Context: an optimization exercise on an open-source flow, tuned for small area, a short achievable clock period and few clock cycles per item. The choices shown serve that exercise and are no tape-out recipe.
In this exercise RTL edits were held to simulation tests only and were not proved equivalent to the original.
The series may have gaps, and a smaller design here may also do less where the tests do not look.

`flow/design.v`:
```
module top (
    input clk,
    input resetn,
    input [1:0] req_m2dbiu,
    input [31:0] adr_m2dbiu_flat,
    input [127:0] dat_m2dbiu_flat,
    input [1:0] we_m2dbiu,
    input [15:0] sel_m2dbiu_flat,
    output logic [127:0] dat_dbiu2m_flat,
    output logic [1:0] ack_dbiu2m,
    output logic mem_wreq,
    output logic [11:0] mem_waddr,
    output logic [127:0] mem_wdata,
    output logic mem_rreq,
    output logic [11:0] mem_raddr,
    input mem_ack,
    input [127:0] mem_rdata
);
  localparam int NE = 16;   
  localparam logic [1:0] S_IDLE = 2'd0;   
  localparam logic [1:0] S_EV = 2'd1;   
  localparam logic [1:0] S_WB = 2'd2;   
  localparam logic [1:0] S_RD = 2'd3;   
  logic [NE-1:0] valid, dirty;
  logic [NE-1:0][11:0] tq;   
  logic [NE-1:0][127:0] dq;   
  logic [1:0] st;
  logic who;   
  logic [3:0] vict;   
  logic [3:0] ptr;   
  logic prio;   
  logic [1:0] req, we, wpos;
  logic [1:0][11:0] la;
  logic [1:0][63:0] wd;
  logic [1:0][7:0] bsel;
  always_comb begin
    for (int p = 0; p < 2; p++) begin
      req[p] = req_m2dbiu[p];
      we[p] = we_m2dbiu[p];
      la[p] = adr_m2dbiu_flat[p*16+4+:12];
      wpos[p] = adr_m2dbiu_flat[p*16+3];
      wd[p] = dat_m2dbiu_flat[p*64+:64];
      bsel[p] = sel_m2dbiu_flat[p*8+:8];
    end
  end
  wire wb = (st == S_WB);
  wire fill = (st == S_RD) && mem_ack;
  logic [NE-1:0] vict_oh;
  always_comb begin
    vict_oh = '0;
    vict_oh[vict] = 1'b1;
  end
  logic [1:0][NE-1:0] hv;
  logic [1:0] hit;
  always_comb begin
    for (int p = 0; p < 2; p++) begin
      for (int e = 0; e < NE; e++) hv[p][e] = valid[e] && !wb && (tq[e] == la[p]);
      hit[p] = |hv[p];
    end
  end
  logic [1:0][63:0] dout;
  always_comb begin
    for (int p = 0; p < 2; p++) begin
      dout[p] = '0;
      for (int e = 0; e < NE; e++) begin
        if ((hv[p][e] && !wpos[p]) || (wb && vict_oh[e] && p == 0)) dout[p] = dout[p] | dq[e][63:0];
        if ((hv[p][e] && wpos[p]) || (wb && vict_oh[e] && p == 1)) dout[p] = dout[p] | dq[e][127:64];
      end
    end
  end
  assign dat_dbiu2m_flat = {dout[1], dout[0]};
  assign mem_wdata = {dout[1], dout[0]};
  wire [1:0] st_hit = req & we & hit;
  wire same_pos = (wpos[0] == wpos[1]);
  logic [1:0] go;   
  assign go[0] = st_hit[0] && !fill && !(st_hit[1] && same_pos && prio);
  assign go[1] = st_hit[1] && !fill && !(st_hit[0] && same_pos && !prio);
  assign ack_dbiu2m[0] = req[0] && hit[0] && (!we[0] || go[0]);
  assign ack_dbiu2m[1] = req[1] && hit[1] && (!we[1] || go[1]);
  logic [1:0][63:0] bus;
  always_comb begin
    for (int b = 0; b < 2; b++) begin
      if (fill) bus[b] = mem_rdata[b*64+:64];
      else if (go[0] && wpos[0] == b[0]) bus[b] = wd[0];
      else bus[b] = wd[1];
    end
  end
  logic [NE-1:0][15:0] ben;
  logic [NE-1:0] stored;
  always_comb begin
    for (int e = 0; e < NE; e++) begin
      for (int k = 0; k < 16; k++) begin
        ben[e][k] = (fill && vict_oh[e])
            || (go[0] && hv[0][e] && wpos[0] == k[3] && bsel[0][k%8])
            || (go[1] && hv[1][e] && wpos[1] == k[3] && bsel[1][k%8]);
      end
      stored[e] = (go[0] && hv[0][e]) || (go[1] && hv[1][e]);
    end
  end
  always_ff @(posedge clk) begin
    for (int e = 0; e < NE; e++)
      for (int k = 0; k < 16; k++)
        if (ben[e][k]) dq[e][8*k+:8] <= bus[k/8][8*(k%8)+:8];
  end
  wire [1:0] miss = req & ~hit;
  logic any_free;
  logic [3:0] first_free;
  always_comb begin
    any_free = 1'b0;
    first_free = '0;
    for (int e = NE - 1; e >= 0; e--) begin
      if (!valid[e]) begin
        any_free = 1'b1;
        first_free = e[3:0];
      end
    end
  end
  always_ff @(posedge clk) begin
    if (!resetn) begin
      st <= S_IDLE;
      valid <= '0;
      who <= 1'b0;
      vict <= '0;
      ptr <= '0;
      prio <= 1'b0;
    end else begin
      if (st_hit[0] && st_hit[1] && same_pos && !fill) prio <= !prio;
      case (st)
        S_IDLE:
        if (|miss) begin
          who <= (miss[0] && miss[1]) ? !who : miss[1];
          if (any_free) begin
            vict <= first_free;
            st <= S_RD;
          end else begin
            vict <= ptr;
            ptr <= ptr + 4'd1;
            valid[ptr] <= 1'b0;
            st <= S_EV;
          end
        end
        S_EV: st <= dirty[vict] ? S_WB : S_RD;
        S_WB: if (mem_ack) st <= S_RD;
        default:
        if (mem_ack) begin
          valid[vict] <= 1'b1;
          st <= S_IDLE;
        end
      endcase
    end
  end
  always_ff @(posedge clk) begin
    for (int e = 0; e < NE; e++) begin
      if (fill && vict_oh[e]) begin
        dirty[e] <= 1'b0;
        tq[e] <= mem_raddr;
      end else if (stored[e]) dirty[e] <= 1'b1;
    end
  end
  assign mem_rreq = (st == S_RD);
  assign mem_wreq = (st == S_WB);
  assign mem_raddr = who ? la[1] : la[0];
  assign mem_waddr = tq[vict];
endmodule
```
`flow/run.sh`:
```
#!/bin/bash
# synth_recipe.tcl (not shown) runs the flow's synth.tcl, then flattens the netlist and writes it again
# the make line also repeats each setting of config.mk as NAME=value (left out here)
make -C /OpenROAD-flow-scripts/flow DESIGN_CONFIG=/design/flow/config.mk WORK_HOME=/design/flow/orfs CLKGATE_MAP_FILE= SYNTH_SCRIPT=/design/flow/synth_recipe.tcl finish
```
`flow/config.mk`:
```
export PLATFORM = sky130hd
export DESIGN_NAME = top
export DESIGN_NICKNAME = top
export VERILOG_FILES = /design/flow/design.v
export SDC_FILE = /design/flow/constraint.sdc
export NUM_CORES = 4
export LEC_CHECK = 0
export CAP_MARGIN = 20
export CORE_MARGIN = 2
export CORE_UTILIZATION = 40
export SLEW_MARGIN = 20
```
`flow/constraint.sdc`:
```
create_clock -name core_clock -period 9.0 [get_ports {clk}]
set_input_delay 1.8000 -clock core_clock [delete_from_list [all_inputs] [get_ports {clk}]]
set_output_delay 1.8000 -clock core_clock [all_outputs]
set_load 0.01 [all_outputs]
```
==> impl_metrics.env, run 1 <==
export IMPL_status="timing/DRC/antenna clean"
export IMPL_fin_util_pct=48.5
export IMPL_p_per_area_mw_per_mm2=199
export IMPL_instances_no_fill=13000
export IMPL_cts_clk_slew_worst_paths_ns=0.07
export IMPL_grt_pass1_vias=88700
export IMPL_syn_area_mm2=0.108
export IMPL_power_share_sequential_pct=46.3
export IMPL_netlist_instances=8461
export IMPL_synthMuxAreaShare_pct=1.49
export IMPL_root_buffer="clkbuf_16"
export IMPL_hp_start="dirty[6]"
export IMPL_r2r_start="st[0]"
export IMPL_wl_met2_um=236000
export IMPL_postSynth_asyncResetShare_pct=0
export IMPL_regArea_mm2=0.0682
export IMPL_syn_to_final_growth_pct=20.9
export IMPL_p_comb_mw=4.15
export IMPL_grtUsageMet1_pct=48.9
export IMPL_n_sequential_cell=2284
export IMPL_crit_cells=12
export IMPL_ant_nets=0
export IMPL_power_switching_mw=7.11
export IMPL_synthAdderAreaFrac_pct=0.150
export IMPL_cp_cell_sequence="clkdlybuf4s50_1 -> buf_4 -> xor2_1 -> nor4_1 -> nand4_1 -> o21ai_4 -> buf_4 -> a222oi_1 -> nand4_1 -> or4_1 -> buf_12 -> clkdlybuf4s50_1"
export IMPL_crit_family="buffers and inverters"
export IMPL_syn_area_per_cell_um2=12.8
export IMPL_place_area_mm2=0.123
export IMPL_cp_max_fo=18
export IMPL_route_top_layer_used="met5"
export IMPL_synth_nets=8785
export IMPL_largest_reg_flops=2048
export IMPL_final_cell_mix="edfxtp_1, a22oi_1, nand2_1"
export IMPL_hold_depth=2
export IMPL_drc=0
export IMPL_vias_per_cell=7.38
export IMPL_synth_simple_area_share_pct=10.6
export IMPL_crit_buf_inv=5
export IMPL_wl_met3_um=99800
export IMPL_clock_fmax_mhz=115
export IMPL_gr_total_overflow=0
export IMPL_pwr_share_comb_pct=15.9
export IMPL_cp_end_kind="primary output"
export IMPL_busiest_layer="met2"
export IMPL_synth_top_cell_area_share_pct=62.1
export IMPL_grt_pass1_wl_um=767000
export IMPL_fill_cells=23200
export IMPL_seq_area_frac_synth_pct=62.9
export IMPL_final_clk_cell_share_pct=5.81
export IMPL_p_seq_mw=12.1
export IMPL_regMostFlops="dq"
export IMPL_grtUsageMet2_pct=56.9
export IMPL_slowest_delay_ns=1.06
export IMPL_final_common_cell="edfxtp_1"
export IMPL_drive_gt1_share_pct=14.5
export IMPL_cts_setup_buffers=0
export IMPL_rows=191
export IMPL_seq_cell_share_pct=52.0
export IMPL_drv_slew=0
export IMPL_r2r_cells=14
export IMPL_nWellTaps=3570
export IMPL_multi_input_area_mm2=0.0368
export IMPL_ctsHtreeMaxLevel=4
export IMPL_post_cts_resized=0
export IMPL_io_buffers=588
export IMPL_hp_class="flip-flop to flip-flop"
export IMPL_yosys_warnings=1
export IMPL_synth_compound_area_share_pct=17.7
export IMPL_insertedDiodeCount=47
export IMPL_worst_slack_ns=0.336
export IMPL_start_util_pct=40.1
export IMPL_dominant_cell_class="registers"
export IMPL_n_all_inverters=23
export IMPL_holdBufCountCts=0
export IMPL_synthTopCellsByCount="edfxtp_1, a22oi_1, nand2_1"
export IMPL_nets=9482
export IMPL_switching_share_pct=27.3
export IMPL_required_ns=7.20
export IMPL_grt_max_degree=145
export IMPL_synth_cell_types=72
export IMPL_rr_endpoint="dq[216]"
export IMPL_yosysTopAreaCell="edfxtp_1"
export IMPL_yosys_top_cells_area="edfxtp_1, a22oi_1, nand2_1"
export IMPL_layout_min_cycle_time_ns=8.66
export IMPL_bufAreaShareNonClock_pct=10.5
export IMPL_fin_setup_tns_ns=0
export IMPL_top_regs="dq (2048), tq (192)"
export IMPL_holdWs_ns=0.479
export IMPL_worstPathArrival_ns=6.86
export IMPL_worstSkewPairLatency_ns=0.94
export IMPL_finalPower_mw=26.0
export IMPL_fin_skew_ns=0.0566
export IMPL_critical_path_startpoint="adr_m2dbiu_flat[27]"
export IMPL_clock_power_mw=9.82
export IMPL_signal_buffers=1346
export IMPL_numClockSinks=2284
export IMPL_drt_pass1_iter_count=13
Testbench counts for the RTL of run 1, summed over its fixed seeds: cycles 23,543, ops 30,720.
==> run_1/pdn.png <==
Pins as bars on the die edge.
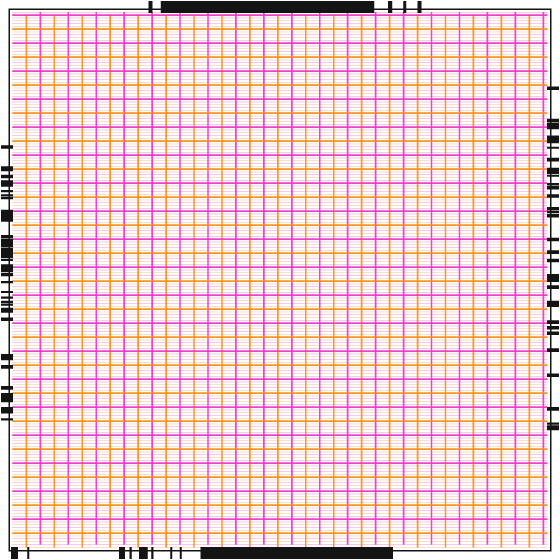
Key: magenta = VDD; orange = VSS
38 straps on met5. 192 met1 rails follow the rows. 38 straps on met4. The core has 191 rows.
Die Y: 524 um
worst vdd ir: 0.229 mV
Chip Width: 524 um
core area: 0.270 mm^2

==> run_1/met1.png <==
Scale bar: 200 um. Cells faint in the background.
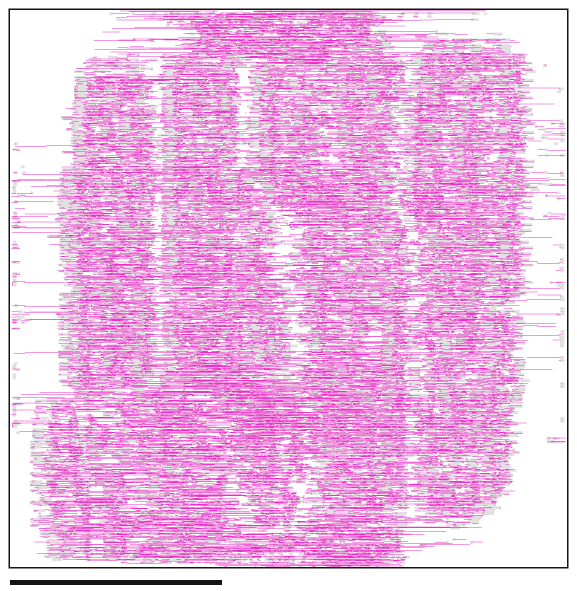
The layer holds 33% of the routed length. The layer carries 192 mm of wire. 8900 nets have wire on it. The longest straight run is 174 um. The wires run mostly horizontal.

==> run_1/met3.png <==
Scale bar: 200 um. Cells faint in the background.
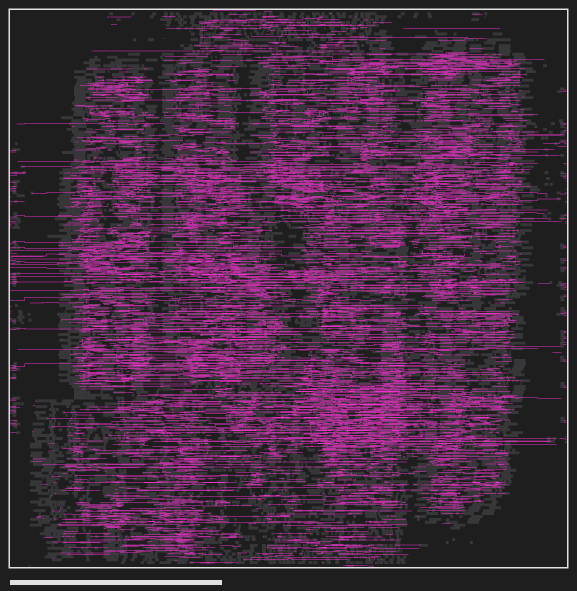
The layer holds 17% of the routed length. The wires run mostly horizontal. The layer carries 99.8 mm of wire. 2099 nets have wire on it.
Via Count: 95700
met3 Use GR: 18.8%

==> run_1/metal_stack.png <==
Scale bar: 200 um.
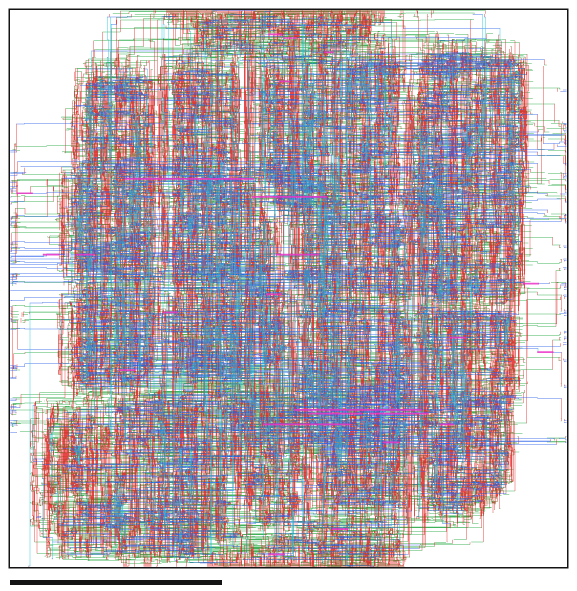
Key: green = met1 [wire length 192 mm]; magenta = met5 [wire length 746 um]; red = met2 [wire length 236 mm]; blue = met3 [wire length 99.8 mm]; cyan = met4 [wire length 51.5 mm]
Routed WL per cell: 44.7 um
Post-Route WL: 581000 um
GRT Overall Usage: 40.6%

==> run 1 -> run 2 <==
--- a/flow/config.mk
+++ b/flow/config.mk
@@ -7,5 +7,6 @@
 export LEC_CHECK = 0
 export CAP_MARGIN = 20
 export CORE_MARGIN = 2
-export CORE_UTILIZATION = 40
+export CORE_UTILIZATION = 65
+export SETUP_SLACK_MARGIN = 2.5
 export SLEW_MARGIN = 20
==> run 2 against run 1 <==
  * The flow now stops in 5_1_grt
  * Area after synthesis did not move
  * Synthesized cell count did not move
==> impl_metrics.env, run 2 <==
export IMPL_status="did not finish"
export IMPL_outcome_stop_stage="5_1_grt"
export IMPL_stop_error="[ERROR GRT-0232] Routing congestion too high. Check the congestion heatmap in the GUI."
export IMPL_max_clock_path_buffers=3
export IMPL_grtUsageMet1_pct=81.5
export IMPL_preCtsSetupSlack_ns=0.672
export IMPL_io_pins=595
export IMPL_ctsHtreeMaxLevel=4
export IMPL_grt_max_degree=129
export IMPL_numClockSinks=2284
export IMPL_yosys_warnings=1
export IMPL_yosysTopAreaCell="edfxtp_1"
export IMPL_synth_simple_area_share_pct=10.6
export IMPL_synth_xor_area_share_pct=3.18
export IMPL_busiest_layer="met2"
export IMPL_synth_edff_count=2240
export IMPL_grt_usage_pct=81.4
export IMPL_dp_hpwl_um=343000
export IMPL_synthAdderAreaFrac_pct=0.150
export IMPL_cts_setup_buffers=547
export IMPL_yosys_top_cells_area="edfxtp_1, a22oi_1, nand2_1"
export IMPL_synth_nets=8785
export IMPL_root_buffer="clkbuf_16"
export IMPL_syn_area_per_cell_um2=12.8
export IMPL_netlist_instances=8461
export IMPL_use_met3_pct=73.3
export IMPL_synth_most_common_cell="edfxtp_1"
export IMPL_die_w_um=412
export IMPL_dp_cells=10900
export IMPL_syn_area_mm2=0.108
export IMPL_post_cts_resized=1624
export IMPL_synth_compound_area_share_pct=17.7
export IMPL_start_util_pct=65.6
export IMPL_grtUsageMet2_pct=91.8
export IMPL_postSynth_asyncResetShare_pct=0
export IMPL_rows=149
export IMPL_holdBufCountCts=0
export IMPL_synthTopCellsByCount="edfxtp_1, a22oi_1, nand2_1"
export IMPL_gp_congestion=1.09
export IMPL_numCtsBuffers=223
export IMPL_synth_cell_types=72
export IMPL_die_y_um=412
export IMPL_ys_ff_latch=2284
export IMPL_synth_top_cell_area_share_pct=62.1
export IMPL_gr_total_overflow=15
export IMPL_seq_area_frac_synth_pct=62.9
export IMPL_synthMuxAreaShare_pct=1.49
export IMPL_place_area_mm2=0.119
export IMPL_ys_dominant_reg_cell="edfxtp_1"
export IMPL_synth_top_family_by_area="compound AO/OA/AOI/OAI gates"
export IMPL_io_buffers=588

==> re-timing with driven ports <==
How much do the figures lean on ideal ports? The routed layout below was timed once more, with nothing changed but the port constraints. Step 1 (the two cells are an assumption about what drives the block):
set clk [get_ports {clk}]
set_driving_cell -lib_cell sky130_fd_sc_hd__clkbuf_16 $clk
set_driving_cell -lib_cell sky130_fd_sc_hd__buf_2 [delete_from_list [all_inputs] $clk]
Step 2, shift: input delay + t, output delay - t, t = (earliest + latest rising clock arrival at the registers) / 2. This alone moves slack from input paths to output paths. a / b / c = ideal ports / drivers / drivers and shift; a / b = the first two.
run: run 1
t (ns): 1.014
setup WS [ns]: 0.336 / 0.177 / 0.177
clock arrival spread, ns: 0.062 / 0.061
worst data-port slew with drivers (ns): 0.29
After both steps run 1 still meets setup and hold. The setup slack of run 1 moves by -0.159 ns with the drivers and by -0.159 ns with both steps.
